This design comes from an exercise in tuning for small area on the open sky130 flow, not from production work.
The RTL was checked by simulation tests, not by an equivalence proof against the original design.
Power is estimated from default activity; no workload was simulated.

[flow/run.sh]
#!/bin/bash
# synth_recipe.tcl (not shown) runs the flow's synth.tcl, then flattens the netlist and writes it again
# the make line also repeats each setting of config.mk as NAME=value (left out here)
make -C /OpenROAD-flow-scripts/flow DESIGN_CONFIG=/design/flow/config.mk WORK_HOME=/design/flow/orfs CLKGATE_MAP_FILE= SYNTH_SCRIPT=/design/flow/synth_recipe.tcl finish
[flow/config.mk]
export PLATFORM = sky130hd
export DESIGN_NAME = spi_master
export DESIGN_NICKNAME = spi_master
export VERILOG_FILES = /design/flow/design.v
export SDC_FILE = /design/flow/constraint.sdc
export NUM_CORES = 4
export LEC_CHECK = 0
export CAP_MARGIN = 20
export CORE_MARGIN = 2
export CORE_UTILIZATION = 40
export SLEW_MARGIN = 20
[flow/design.v]
module packet2emesh #(parameter AW = 32,    
		      parameter PW = 104)   
   (
    input [PW-1:0]  packet_in,    
    output 	    write_in,     
    output [1:0]    datamode_in,  
    output [4:0]    ctrlmode_in,  
    output [AW-1:0] dstaddr_in,   
    output [AW-1:0] srcaddr_in,   
    output [AW-1:0] data_in       
    );
   assign write_in          = packet_in[0];
   assign datamode_in[1:0]  = packet_in[2:1];
   assign ctrlmode_in[4:0]  = packet_in[7:3];
   assign dstaddr_in[31:0]  = packet_in[39:8];
   assign data_in[31:0]     = packet_in[71:40];
   assign srcaddr_in[31:0]  = packet_in[103:72];
endmodule  
module emesh2packet #(parameter AW = 32,    
		      parameter PW = 104)   
   (
    input 	    write_out,     
    input [1:0]     datamode_out,  
    input [4:0]     ctrlmode_out,  
    input [AW-1:0]  dstaddr_out,   
    input [AW-1:0]  data_out,      
    input [AW-1:0]  srcaddr_out,   
    output [PW-1:0] packet_out     
    );
   assign packet_out[0]      = write_out;
   assign packet_out[2:1]    = datamode_out[1:0];
   assign packet_out[7:3]    = ctrlmode_out[4:0];
   assign packet_out[39:8]   = dstaddr_out[31:0];
   assign packet_out[71:40]  = data_out[31:0];
   assign packet_out[103:72] = srcaddr_out[31:0];
endmodule  
module oh_clockdiv
  #(parameter N             = 2,          
    parameter SYN           = "TRUE",     
    parameter LATCH_TYPE    = "DEFAULT",  
    parameter CLOCKMUX_TYPE = "DEFAULT"   
    )
   (
    input 	 clk,  
    input 	 nreset,  
    input 	 clkchange,  
    input 	 clken,  
    input [7:0]  clkdiv,  
    input [15:0] clkphase0,  
    input [15:0] clkphase1,  
    output 	 clkout0,  
    output 	 clkrise0,  
    output 	 clkfall0,  
    output 	 clkout1,  
    output 	 clkrise1,  
    output 	 clkfall1,  
    output 	 clkstable     
    );
   reg [7:0] counter;
   reg 	     clkout0_reg;
   reg 	     clkout1_reg;
   reg [2:0] period;
   wire      period_match;
   always @ (posedge clk or negedge nreset)
     if(!nreset)
       period[2:0] <= 'b0;
     else if (clkchange)
       period[2:0] <='b0;
     else if(period_match & ~clkstable)
       period[2:0] <= period[2:0] +1'b1;
   assign clkstable = (period[2:0]==3'b111);
   always @ (posedge clk or negedge nreset)
     if (!nreset)
       counter[7:0]   <= 'b0;
     else if(clken)
       if(period_match)
	 counter[7:0] <= 'b0;
       else
	 counter[7:0] <= counter[7:0] + 1'b1;
   assign period_match = (counter[7:0] == clkdiv[7:0]);
   assign clkrise0     = (counter[7:0] == clkphase0[7:0]);
   assign clkfall0     = (counter[7:0] == clkphase0[15:8]);
   assign clkrise1     = (counter[7:0] == clkphase1[7:0]);
   assign clkfall1     = (counter[7:0] == clkphase1[15:8]);
   always @ (posedge clk or negedge nreset)
     if(!nreset)
       clkout0_reg <= 1'b0;
     else if(clkrise0)
       clkout0_reg <= 1'b1;
     else if(clkfall0)
       clkout0_reg <= 1'b0;
   assign clkout0 = clkout0_reg;
   always @ (posedge clk or negedge nreset)
     if(!nreset)
       clkout1_reg <= 1'b0;
     else if(clkrise1)
       clkout1_reg <= 1'b1;
     else if(clkfall1)
       clkout1_reg <= 1'b0;
   assign clkout1 = clkout1_reg;
endmodule  
module oh_par2ser #(parameter PW = 32,  
		    parameter SW = 1,   
		    parameter CW = $clog2(PW/SW)   
		    )
   (
    input 	    clk,  
    input 	    nreset,  
    input [PW-1:0]  din,  
    output [SW-1:0] dout,  
    output 	    access_out, 
    input 	    load,  
    input 	    shift,  
    input [7:0]     datasize,  
    input 	    lsbfirst,  
    input 	    fill,  
    input 	    wait_in,  
    output 	    wait_out  
    );
   reg [PW-1:0]    shiftreg;
   reg [CW-1:0]    count;
   wire 	   start_transfer;
   wire 	   busy;
   assign start_transfer = load &  ~wait_in & ~busy;
   always @ (posedge clk or negedge nreset)
     if(!nreset)
       count[CW-1:0] <= 'b0;
     else if(start_transfer)
       count[CW-1:0] <= datasize[CW-1:0];   
     else if(shift & busy)
       count[CW-1:0] <= count[CW-1:0] - 1'b1;
   assign busy = |count[CW-1:0];
   assign access_out = busy;
   assign wait_out  = wait_in | busy;
   always @ (posedge clk or negedge nreset)
     if(!nreset)
       shiftreg[PW-1:0] <= 'b0;
     else if(start_transfer)
       shiftreg[PW-1:0] <= din[PW-1:0];
     else if(shift & lsbfirst)
       shiftreg[PW-1:0] <= {{(SW){fill}}, shiftreg[PW-1:SW]};
     else if(shift)
       shiftreg[PW-1:0] <= {shiftreg[PW-SW-1:0],{(SW){fill}}};
   assign dout[SW-1:0] = lsbfirst ? shiftreg[SW-1:0] :
			            shiftreg[PW-1:PW-SW];
endmodule  
module oh_ser2par #(parameter PW = 64,  
		    parameter SW = 1,    
		    parameter CW = $clog2(PW/SW)   
		    )
   (
    input 		clk,  
    input [SW-1:0] 	din,  
    output reg [PW-1:0] dout,  
    input 		lsbfirst,  
    input 		shift       
    );
   reg [CW-1:0]    count;
   wire [PW-1:0]   shiftdata;
   always @ (posedge clk)
     if(shift & lsbfirst)
       dout[PW-1:0] <= {din[SW-1:0],dout[PW-1:SW]};
     else if(shift)
       dout[PW-1:0] <= {dout[PW-SW-1:0],din[SW-1:0]};
endmodule  
module oh_edge2pulse
  #( parameter N      = 1)  
   (
    input 	   clk,     
    input 	   nreset,  
    input [N-1:0]  in,      
    output [N-1:0] out      
    );
   reg [N-1:0]    in_reg;
   always @ (posedge clk or negedge nreset)
     if(!nreset)
       in_reg[N-1:0]  <= 'b0 ;
     else
       in_reg[N-1:0]  <= in[N-1:0] ;
   assign out[N-1:0]  = in_reg[N-1:0]  ^ in[N-1:0] ;
endmodule  
module oh_dpram
  #(parameter N       = 32,            
    parameter DEPTH   = 32,            
    parameter REG     = 1,             
    parameter TARGET  = "DEFAULT",     
    parameter SHAPE   = "SQUARE",      
    parameter AW      = $clog2(DEPTH)  
    )
   ( 
    input 	   wr_clk,  
    input 	   wr_en,  
    input [N-1:0]  wr_wem,  
    input [AW-1:0] wr_addr, 
    input [N-1:0]  wr_din,  
    input 	   rd_clk,  
    input 	   rd_en,  
    input [AW-1:0] rd_addr, 
    output [N-1:0] rd_dout, 
    input 	   bist_en,  
    input 	   bist_we,  
    input [N-1:0]  bist_wem,  
    input [AW-1:0] bist_addr,  
    input [N-1:0]  bist_din,  
    input 	   shutdown,  
    input 	   vss,  
    input 	   vdd,  
    input 	   vddio,  
    input [7:0]    memconfig,  
    input [7:0]    memrepair  
    );
   generate
      if(TARGET == "DEFAULT") begin
	 reg [N-1:0]        ram    [0:DEPTH-1];
	 wire [N-1:0] 	    rdata;
	 integer 	    i;
	 always @(posedge wr_clk)
	   for (i=0;i<N;i=i+1)
	     if (wr_en & wr_wem[i])
               ram[wr_addr[AW-1:0]][i] <= wr_din[i];
	 assign rdata[N-1:0] = ram[rd_addr[AW-1:0]];
	 reg [N-1:0] 	     rd_reg;
	 always @ (posedge rd_clk)
	   if(rd_en)
	     rd_reg[N-1:0] <= rdata[N-1:0];
	 assign rd_dout[N-1:0] = (REG==1) ? rd_reg[N-1:0] : rdata[N-1:0];
      end  
      else begin
	 asic_memory_dp #(.N(N),
			  .DEPTH(DEPTH),
			  .SHAPE(SHAPE),
			  .REG(REG))
	 asic_memory_dp ();
      end  
   endgenerate
endmodule  
module oh_fifo_sync #(parameter DW        = 104,             
		      parameter DEPTH     = 32,              
		      parameter PROG_FULL = (DEPTH/2),       
		      parameter AW        = $clog2(DEPTH)    
		      )
   (
    input 		clk,        
    input 		nreset,     
    input [DW-1:0] 	din,        
    input 		wr_en,      
    input 		rd_en,      
    output [DW-1:0] 	dout,       
    output 		full,       
    output 		prog_full,  
    output 		empty,      
    output reg [AW-1:0] rd_count    
    );
   reg [AW-1:0] 	wr_addr;
   reg [AW-1:0] 	rd_addr;
   wire 		fifo_read;
   wire 		fifo_write;
   assign empty       = (rd_count[AW-1:0] == 0);
   assign prog_full   = (rd_count[AW-1:0] >= PROG_FULL);
   assign full        = (rd_count[AW-1:0] == (DEPTH-1));
   assign fifo_read   = rd_en & ~empty;
   assign fifo_write  = wr_en & ~full;
   always @ (posedge clk or negedge nreset)
     if(!nreset)
       begin
	  wr_addr[AW-1:0]  <= 'd0;
	  rd_addr[AW-1:0]  <= 'd0;
	  rd_count[AW-1:0] <= 'd0;
       end
     else if(fifo_write & fifo_read)
       begin
	  wr_addr[AW-1:0] <= wr_addr[AW-1:0] + 'd1;
	  rd_addr[AW-1:0] <= rd_addr[AW-1:0] + 'd1;
       end
     else if(fifo_write)
       begin
	  wr_addr[AW-1:0]  <= wr_addr[AW-1:0]  + 'd1;
	  rd_count[AW-1:0] <= rd_count[AW-1:0] + 'd1;
       end
     else if(fifo_read)
       begin
	  rd_addr[AW-1:0]  <= rd_addr[AW-1:0]  + 'd1;
	  rd_count[AW-1:0] <= rd_count[AW-1:0] - 'd1;
       end
   oh_dpram #(.N(DW),
	      .DEPTH(DEPTH),
	      .REG(1))
   oh_dpram ( 
	     .rd_dout	(dout[DW-1:0]),
	     .wr_clk	(clk),
	     .wr_en	(fifo_write),
	     .wr_wem	({(DW){1'b1}}),
	     .wr_addr	(wr_addr[AW-1:0]),
	     .wr_din	(din[DW-1:0]),
	     .rd_clk	(clk),
	     .rd_en	(fifo_read),
	     .rd_addr	(rd_addr[AW-1:0]),
	     .bist_en	(1'b0),
	     .bist_we	(1'b0),
	     .bist_wem	({(DW){1'b0}}),
	     .bist_addr	({(AW){1'b0}}),
	     .bist_din	({(DW){1'b0}}),
	     .shutdown	(1'b0),
	     .vss	(1'b0),
	     .vdd	(1'b1),
	     .vddio	(1'b1),
	     .memconfig	(8'b0),
	     .memrepair	(8'b0));
endmodule  
module spi_master_regs # (parameter  CLKDIV = 1,     
			  parameter  AW     = 32,    
			  parameter  PW     = 104    
			  )
   (
    input 	     clk,  
    input 	     nreset,  
    input 	     hw_en,  
    input [63:0]     rx_data,  
    input 	     rx_access,  
    output 	     cpol,  
    output 	     cpha,  
    output 	     lsbfirst,  
    output 	     spi_en,  
    output 	     manual_mode, 
    output 	     send_data,  
    output reg [7:0] clkdiv_reg,  
    input [2:0]      spi_state,  
    input 	     fifo_prog_full,  
    input 	     fifo_wait,  
    input 	     access_in,  
    input [PW-1:0]   packet_in,  
    output 	     wait_out,  
    output reg 	     access_out,  
    output [PW-1:0]  packet_out,  
    input 	     wait_in          
    );
   reg [7:0] 	     config_reg;
   reg [7:0] 	     status_reg;
   reg [63:0] 	     rx_reg; 
   reg [AW-1:0]      reg_rdata;
   reg 		     autotran;
   reg [AW-1:0]      dstaddr_out;   
   reg [4:0] 	     ctrlmode_out;   
   reg [1:0] 	     datamode_out;
   wire [31:0] 	     reg_wdata;
   wire 	     reg_write;
   wire 	     reg_read;
   wire 	     config_write;
   wire 	     status_write;
   wire 	     clkdiv_write;
   wire 	     cmd_write;
   wire 	     tx_write;
   wire 	     irq_en;
   wire 	     wait_pulse;
   integer 	     i;
   wire [4:0]		ctrlmode_in;		 
   wire [AW-1:0]	data_in;		 
   wire [1:0]		datamode_in;		 
   wire [AW-1:0]	dstaddr_in;		 
   wire [AW-1:0]	srcaddr_in;		 
   wire			write_in;		 
   packet2emesh #(.AW(AW),
		  .PW(PW))
   pe2 ( 
	.write_in			(write_in),
	.datamode_in			(datamode_in[1:0]),
	.ctrlmode_in			(ctrlmode_in[4:0]),
	.dstaddr_in			(dstaddr_in[AW-1:0]),
	.srcaddr_in			(srcaddr_in[AW-1:0]),
	.data_in			(data_in[AW-1:0]),
	.packet_in			(packet_in[PW-1:0]));
   assign reg_write       = access_in & write_in;
   assign reg_read        = access_in & ~write_in;
   assign reg_wdata[31:0] = data_in[AW-1:0];
   assign config_write    = reg_write & (dstaddr_in[5:0]==6'd0);
   assign status_write    = reg_write & (dstaddr_in[5:0]==6'd1);
   assign clkdiv_write    = reg_write & (dstaddr_in[5:0]==6'd2);
   assign cmd_write       = reg_write & (dstaddr_in[5:0]==6'd3);
   assign tx_write        = reg_write & (dstaddr_in[5:0]==6'd8);
   always @ (posedge clk or negedge nreset)
     if (~nreset)
       config_reg[7:0] <= 'b0;   
     else if(config_write)
       config_reg[7:0] <= data_in[7:0];
   assign spi_en       = hw_en & ~config_reg[0];  
   assign irq_en       = config_reg[1];           
   assign cpol         = config_reg[2];           
   assign cpha         = config_reg[3];           
   assign lsbfirst     = config_reg[4];           
   assign manual_mode  = config_reg[5];           
   assign send_data    = config_reg[6];           
   always @ (posedge clk or negedge nreset)
     if (~nreset)
       status_reg[7:0] <= 'b0;   
     else if(status_write)
       status_reg[7:0] <= reg_wdata[7:0];
     else
       status_reg[7:0] <= {5'b0,                  
			   fifo_prog_full,        
			   1'b0,                  
			   (rx_access | (~tx_write & status_reg[0]))}; 
   always @ (posedge clk or negedge nreset)
     if (~nreset)
       clkdiv_reg[7:0] <= CLKDIV;   
     else if(clkdiv_write)
       clkdiv_reg[7:0] <= reg_wdata[7:0];
   always @ (posedge clk)
     if(rx_access)
       rx_reg[63:0] <= rx_data[63:0];
   always @ (posedge clk)
     if(reg_read)
       case(dstaddr_in[4:0])
	 6'd0 : reg_rdata[31:0] <= {24'b0,config_reg[7:0]};
	 6'd1 : reg_rdata[31:0] <= {24'b0,status_reg[7:0]};
	 6'd2 : reg_rdata[31:0] <= {24'b0,clkdiv_reg[7:0]};
	 6'd16    : reg_rdata[31:0] <= rx_reg[31:0];
	 6'd20    : reg_rdata[31:0] <= rx_reg[63:32];	 
	 default     : reg_rdata[31:0] <= 32'hDEADBEEF;	 
       endcase  
   always @ (posedge clk or negedge nreset)
     if(!nreset)
       access_out          <= 1'b0;
     else
       access_out          <= reg_read;
   always @ (posedge clk)
     begin
	dstaddr_out[AW-1:0] <= srcaddr_in[AW-1:0];
	ctrlmode_out[4:0]   <= ctrlmode_in[4:0];
	datamode_out[1:0]   <= datamode_in[1:0];
     end
   oh_edge2pulse e2pulse (.out    (wait_pulse),
			  .nreset (nreset),
   			  .clk    (clk),
			  .in     (reg_read));
   assign wait_out = fifo_wait;
   emesh2packet #(.AW(AW),
		  .PW(PW))
   e2p (.write_out	(1'b1),
	.srcaddr_out	({(AW){1'b0}}),
	.data_out	(reg_rdata[AW-1:0]),
	.packet_out			(packet_out[PW-1:0]),
	.datamode_out			(datamode_out[1:0]),
	.ctrlmode_out			(ctrlmode_out[4:0]),
	.dstaddr_out			(dstaddr_out[AW-1:0]));
endmodule  
module spi_master_fifo #(parameter  DEPTH = 16,   
			 parameter  AW    = 32,   
			 parameter  PW    = 104,  
			 parameter  SW    = 8     
			 )
   (
    input 	    clk,  
    input 	    nreset,  
    input 	    spi_en,  
    output 	    fifo_prog_full,  
    input 	    access_in,  
    input [PW-1:0]  packet_in,  
    output 	    wait_out,  
    input 	    fifo_read,  
    output 	    fifo_empty,  
    output [SW-1:0] fifo_dout  
    );
   localparam  FAW   = $clog2(DEPTH);  
   localparam  SRW   = $clog2(PW/SW);   
   wire [7:0] 	    datasize;
   wire [PW-1:0]    tx_data;
   wire [SW-1:0]    fifo_din;
   wire 	    tx_write;
   wire 	    fifo_wait;
   wire 	    fifo_wr;
   wire 	    fifo_full;
   wire [4:0]		ctrlmode_in;		 
   wire [AW-1:0]	data_in;		 
   wire [1:0]		datamode_in;		 
   wire [AW-1:0]	dstaddr_in;		 
   wire [AW-1:0]	srcaddr_in;		 
   wire			write_in;		 
   packet2emesh #(.AW(AW),
		  .PW(PW))
   p2e ( 
	.write_in			(write_in),
	.datamode_in			(datamode_in[1:0]),
	.ctrlmode_in			(ctrlmode_in[4:0]),
	.dstaddr_in			(dstaddr_in[AW-1:0]),
	.srcaddr_in			(srcaddr_in[AW-1:0]),
	.data_in			(data_in[AW-1:0]),
	.packet_in			(packet_in[PW-1:0]));
   assign datasize[7:0] = (1<<datamode_in[1:0]);
   assign tx_write =  spi_en     & 
		      write_in   & 
		      access_in  &
		      ~fifo_wait &
		      (dstaddr_in[5:0]==6'd8);
   assign wait_out = fifo_wait;  
   assign tx_data[PW-1:0] = {{(40){1'b0}},
			     srcaddr_in[AW-1:0], 
			     data_in[AW-1:0]};
   oh_par2ser #(.PW(PW),
		.SW(SW))
   oh_par2ser ( 
	       .dout	    (fifo_din[SW-1:0]),
	       .access_out  (fifo_wr),
	       .wait_out    (fifo_wait),
	       .clk	    (clk),
	       .nreset	    (nreset),
	       .din	    (tx_data[PW-1:0]),
	       .shift	    (1'b1),
	       .datasize    (datasize[7:0]),
	       .load	    (tx_write),
	       .lsbfirst    (1'b1),
	       .fill	    (1'b0),
	       .wait_in	    (fifo_prog_full)
	       );
   oh_fifo_sync #(.DEPTH(DEPTH),
                  .DW(SW))
   fifo( 
	.dout		(fifo_dout[7:0]),
	.full		(fifo_full),
	.prog_full	(fifo_prog_full),
	.empty		(fifo_empty),
	.rd_count	(),
	.clk		(clk),
	.nreset		(nreset),
	.din		(fifo_din[7:0]),
	.wr_en		(fifo_wr),
	.rd_en		(fifo_read));
endmodule  
module spi_master_io
  (
   input 	    clk,  
   input 	    nreset,  
   input 	    cpol,  
   input 	    cpha,  
   input 	    lsbfirst,  
   input 	    manual_mode, 
   input 	    send_data,  
   input [7:0] 	    clkdiv_reg,  
   output reg [2:0] spi_state,  
   input [7:0] 	    fifo_dout,  
   input 	    fifo_empty, 
   output 	    fifo_read,  
   output [63:0]    rx_data,  
   output 	    rx_access,  
   output reg 	    sclk,  
   output 	    mosi,  
   output 	    ss,  
   input 	    miso        
   );
   reg 		   fifo_empty_reg;
   reg 		   load_byte;
   reg 		   ss_reg;   
   wire [7:0] 	   data_out;
   wire [15:0] 	   clkphase0;
   wire 	   period_match;
   wire 	   phase_match;
   wire 	   clkout;
   wire 	   clkchange;
   wire 	   data_done;
   wire 	   spi_wait;
   wire 	   shift;
   wire 	   spi_active;
   wire 	   tx_shift;
   wire 	   rx_shift;
   assign clkphase0[7:0]  = 'b0;
   assign clkphase0[15:8] = (clkdiv_reg[7:0]+1'b1)>>1;
   oh_clockdiv 
   oh_clockdiv (.clkdiv		(clkdiv_reg[7:0]),
		.clken		(1'b1),	
		.clkrise0	(period_match),
		.clkfall0	(phase_match),	
		.clkphase1	(16'b0),
		.clkout0	(clkout),
		.clkout1	(),
		.clkrise1	(),
		.clkfall1	(),
		.clkstable	(),
		.clkchange	(1'b0),
		.clk			(clk),
		.nreset			(nreset),
		.clkphase0		(clkphase0[15:0]));
   always @ (posedge clk or negedge nreset)
     if(!nreset)
       spi_state[2:0] <=  3'b000;
   else
     case (spi_state[2:0])
       3'b000 : 
	 spi_state[2:0] <= fifo_read   ? 3'b001 :  3'b000;
       3'b001 :
	 spi_state[2:0] <= phase_match ? 3'b010   : 3'b001;       
       3'b010 : 
	 spi_state[2:0] <= data_done   ? 3'b011   : 3'b010;
       3'b011 : 
	 spi_state[2:0] <= phase_match ? 3'b100 : 3'b011;
       3'b100 : 
	 spi_state[2:0] <= phase_match ? 3'b000   : 3'b100;
     endcase  
   assign fifo_read = ~fifo_empty & ~spi_wait & phase_match;
   assign data_done = fifo_empty & ~spi_wait & phase_match;
   always @ (posedge clk)
     load_byte <= fifo_read;
   assign spi_active = ~(spi_state[2:0]==3'b000 | spi_state[2:0]==3'b100);      
   assign ss    = ~((spi_active & ~manual_mode) | (send_data & manual_mode));
   assign tx_shift     = phase_match & (spi_state[2:0]==3'b010);
   oh_par2ser  #(.PW(8),
		 .SW(1))
   par2ser ( 
	    .dout	(mosi),            
	    .access_out	(),
	    .wait_out	(spi_wait),
	    .clk	(clk),
	    .nreset	(nreset),          
	    .din	(fifo_dout[7:0]),  
	    .shift	(tx_shift),           
	    .datasize	(8'd7),            
	    .load	(load_byte),       
	    .lsbfirst	(lsbfirst),        
	    .fill	(1'b0),            
	    .wait_in	(1'b0));           
   assign rx_shift = (spi_state[2:0] == 3'b010) & period_match;
   oh_ser2par #(.PW(64),
		.SW(1))
   ser2par ( 
	    .dout	(rx_data[63:0]),   
	    .din	(miso),            
	    .clk	(clk),             
	    .lsbfirst	(lsbfirst),        
	    .shift	(rx_shift));          
   always @ (posedge clk or negedge nreset)
     if(!nreset)
       sclk <= 1'b0;
     else if (period_match & (spi_state[2:0]==3'b010))
       sclk <= 1'b1;
     else if (phase_match & (spi_state[2:0]==3'b010))
       sclk <= 1'b0;
   always @ (posedge clk or negedge nreset)
     if(!nreset)
       ss_reg <= 1'b1;
     else
       ss_reg <= ss;
   assign rx_access = ss & ~ss_reg;
endmodule  
module spi_master # ( parameter  DEPTH = 32,  
		      parameter  REGS  = 16,  
		      parameter  AW    = 32,  
		      parameter  PW    = 104  
 		      )
   (
    input 	    clk,  
    input 	    nreset,  
    input 	    hw_en,  
    output 	    sclk,  
    output 	    mosi,  
    output 	    ss,  
    input 	    miso,  
    input 	    access_in,  
    input [PW-1:0]  packet_in,  
    output 	    wait_out,  
    output 	    access_out,  
    output [PW-1:0] packet_out,  
    input 	    wait_in  
    );
   wire [7:0]		clkdiv_reg;		 
   wire			cpha;			 
   wire			cpol;			 
   wire [7:0]		fifo_dout;		 
   wire			fifo_empty;		 
   wire			fifo_prog_full;		 
   wire			fifo_read;		 
   wire			fifo_wait;		 
   wire			lsbfirst;		 
   wire			manual_mode;		 
   wire			rx_access;		 
   wire [63:0]		rx_data;		 
   wire			send_data;		 
   wire			spi_en;			 
   wire [2:0]		spi_state;		 
   spi_master_regs #(.AW(AW),
		     .PW(PW))
   spi_master_regs ( 
		    .cpol		(cpol),
		    .cpha		(cpha),
		    .lsbfirst		(lsbfirst),
		    .spi_en		(spi_en),
		    .manual_mode	(manual_mode),
		    .send_data		(send_data),
		    .clkdiv_reg		(clkdiv_reg[7:0]),
		    .wait_out		(wait_out),
		    .access_out		(access_out),
		    .packet_out		(packet_out[PW-1:0]),
		    .clk		(clk),
		    .nreset		(nreset),
		    .hw_en		(hw_en),
		    .rx_data		(rx_data[63:0]),
		    .rx_access		(rx_access),
		    .spi_state		(spi_state[2:0]),
		    .fifo_prog_full	(fifo_prog_full),
		    .fifo_wait		(fifo_wait),
		    .access_in		(access_in),
		    .packet_in		(packet_in[PW-1:0]),
		    .wait_in		(wait_in));
   spi_master_fifo #(.AW(AW),
		     .PW(PW),
		     .DEPTH(DEPTH))
   spi_master_fifo(
		   .fifo_prog_full	(fifo_prog_full),
		   .wait_out		(fifo_wait),		  
		   .fifo_empty		(fifo_empty),
		   .fifo_dout		(fifo_dout[7:0]),	  
		   .clk			(clk),
		   .nreset		(nreset),
		   .spi_en		(spi_en),
		   .access_in		(access_in),
		   .packet_in		(packet_in[PW-1:0]),
		   .fifo_read		(fifo_read));
   spi_master_io
   spi_master_io ( 
		  .spi_state		(spi_state[2:0]),
		  .fifo_read		(fifo_read),
		  .rx_data		(rx_data[63:0]),
		  .rx_access		(rx_access),
		  .sclk			(sclk),
		  .mosi			(mosi),
		  .ss			(ss),
		  .clk			(clk),
		  .nreset		(nreset),
		  .cpol			(cpol),
		  .cpha			(cpha),
		  .lsbfirst		(lsbfirst),
		  .manual_mode		(manual_mode),
		  .send_data		(send_data),
		  .clkdiv_reg		(clkdiv_reg[7:0]),
		  .fifo_dout		(fifo_dout[7:0]),
		  .fifo_empty		(fifo_empty),
		  .miso			(miso));
endmodule  
[flow/constraint.sdc]
create_clock -name core_clock -period 10.0 [get_ports {clk}]
set_input_delay 2.0000 -clock core_clock [delete_from_list [all_inputs] [get_ports {clk}]]
set_output_delay 2.0000 -clock core_clock [all_outputs]
set_load 0.01 [all_outputs]
registers.png
Other sequential cells in the stronger gray, the rest of the logic in the fainter gray.
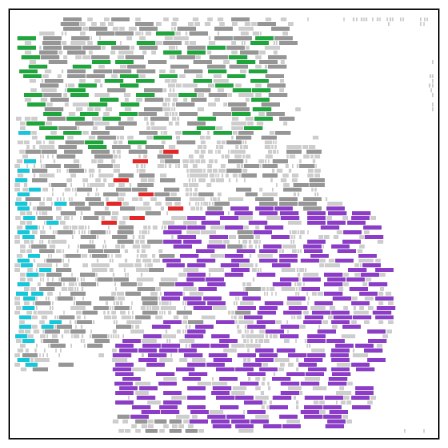
legend:
  `spi_master_regs.dstaddr_out`:
    color: cyan
    sequential_cells: 32
  `spi_master_io.ser2par.dout`:
    color: green
    sequential_cells: 64
  `spi_master_fifo.fifo.oh_dpram.genblk1.ram`:
    color: purple
    sequential_cells: 256
  `spi_master_regs.status_reg`:
    color: red
    sequential_cells: 8
not colored: 236
final core utilization: 47.8%
Storage cell area: 16,800 µm²
seq pwr: 3.13 mW
sequential cell area share: 61.0%

met3.png
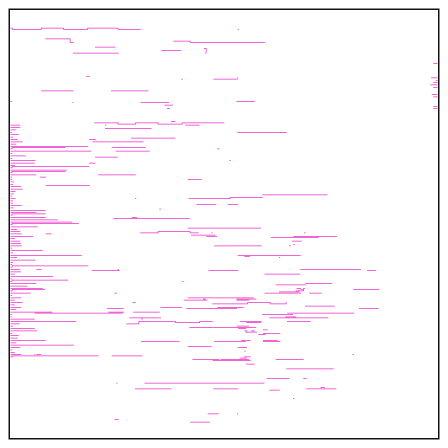
longest straight run: 68.5 µm
nets with wire on the layer: 190

final_routing.png
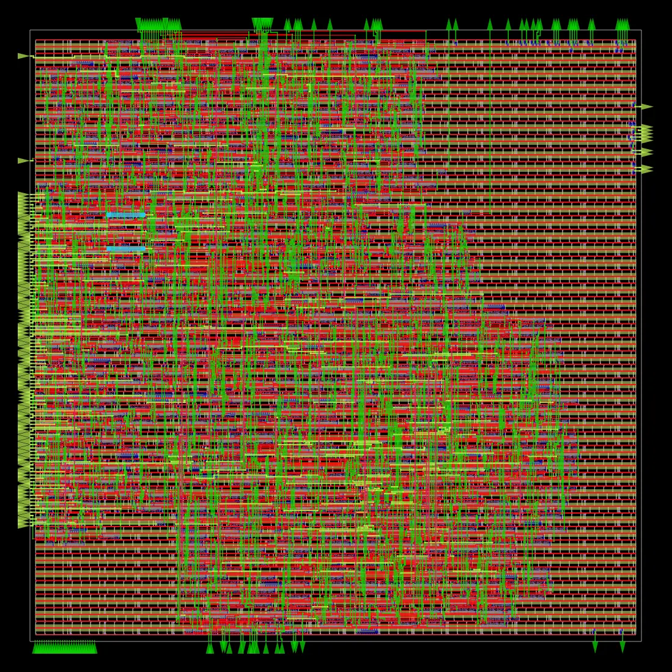
Total Routed Length: 49.8 mm
Routed WL per cell: 20.0 µm
Highest Signal Layer: met5
DR WL met3: 3.25 mm
detailed-route wire length on metal 1: 22.4 mm

## metrics by stage
step	utilization, %	setup WS, ps
floorplan	-	5720
global placement	44.4	5030
detailed placement	44.4	5080
CTS	47.7	5250
global route	47.8	5170
finish	47.8	5290
## kinds of logic after synthesis
| logic type | share of synthesized area [%] |
|---|---|
| and+or+nand+nor | 7.25 |
| DFF | 71.8 |
| buffers and inverters | 2.75 |
| xor gates and xnor gates | 1.57 |
| muxes | 11.1 |
| adders and majority gates | 0.886 |
| AOI/OAI and AO/OA | 4.54 |
| other | 0.0320 |
## power breakdown
part	switching [mW]	total [mW]	internal [mW]
logic	0.602	1.08	0.482
registers	0.178	3.13	2.95
clock network	0.921	2.14	1.22
total	1.70	6.36	4.66
## critical path: cells and delay by family (launching register included)
kind                       cells  cell delay, ps
and+or+nand+nor                2             840
buffers and inverters          3             700
DFF                            1             410
adders and majority gates      1             170
## cell type report
class | count | area [µm²] | share of cell area (%)
Timing Repair Buffer | 175 | 1740 | 6.29
Tap cell | 765 | 957 | 3.47
Multi-Input combinational cell | 820 | 6120 | 22.1
Clock inverter | 31 | 260 | 0.942
Inverter | 18 | 67.6 | 0.245
Clock buffer | 80 | 1630 | 5.91
Sequential cell | 596 | 16800 | 61.0
==> flow_metrics.env <==
export IMPL_clk_latency_ps=630
export IMPL_grt_use_total_pct=16.6
export IMPL_drv_cap=0
export IMPL_yosys_warnings=9
export IMPL_grt_antenna_before_repair=3
export IMPL_tns_ps=0
export IMPL_diodes=0
export IMPL_clk_path_buf_depth=3
export IMPL_critPathLaunchType="flop"
export IMPL_final_common_cell="edfxtp_1"
export IMPL_p_leak_nw=10.1
export IMPL_r2r_start="spi_master_fifo.oh_par2ser.count[0]$_DFFE_PN0P_"
export IMPL_fmax_ghz=0.212
export IMPL_setup_violations=0
export IMPL_worst_ep_arrival_time_ps=2710
export IMPL_final_antenna_net_count=0
export IMPL_drive_gt1_share_pct=12.5
export IMPL_core_um2=57800
export IMPL_io_buffers=158
export IMPL_post_route_min_period_ps=4710
export IMPL_cts_buffers=59
export IMPL_cts_sinks=596
export IMPL_crit_path_end="wait_out"
export IMPL_syn_area_per_cell_um2=15.5
export IMPL_drv_slew=0
export IMPL_crit_path_start="spi_master_fifo.oh_par2ser.count[0]$_DFFE_PN0P_"
export IMPL_grt_pass1_vias=13042
export IMPL_num_vias=12734
export IMPL_status="no timing/DRC/antenna violations"
export IMPL_drc=0
export IMPL_fillers=4943
export IMPL_post_place_cells=2372
export IMPL_grt_pass1_wl_mm=76.9
export IMPL_hold_start="spi_master_fifo.oh_par2ser.shiftreg[16]$_DFF_PN0_"

## re-timing with driven ports
Ports are ideal in the flow. The routed layout listed here was re-timed in OpenROAD.
Step 1 sets driving cells, clkbuf_16 on the clock port and buf_2 on the other inputs (assumed; they add their load-dependent delay and slew).
Step 2 times the ports against the registers' clock, not the clock port: input delays grow and output delays shrink by t, the midpoint of the rising clock arrivals with the driver on.
a / b / c = no drivers / after step 1 / after step 2; a / b = the first two.
t, ns: 0.675
slack for setup (ns): 5.286 / 5.225 / 5.121
worst hold slack (ns): 0.442 / 0.442 / 0.442
worst setup path at the end: input to register
cell pins on the clock port's net: 1
After both steps this run still meets setup and hold. The setup slack of this run moves by -0.061 ns with the drivers and by -0.165 ns with both steps.
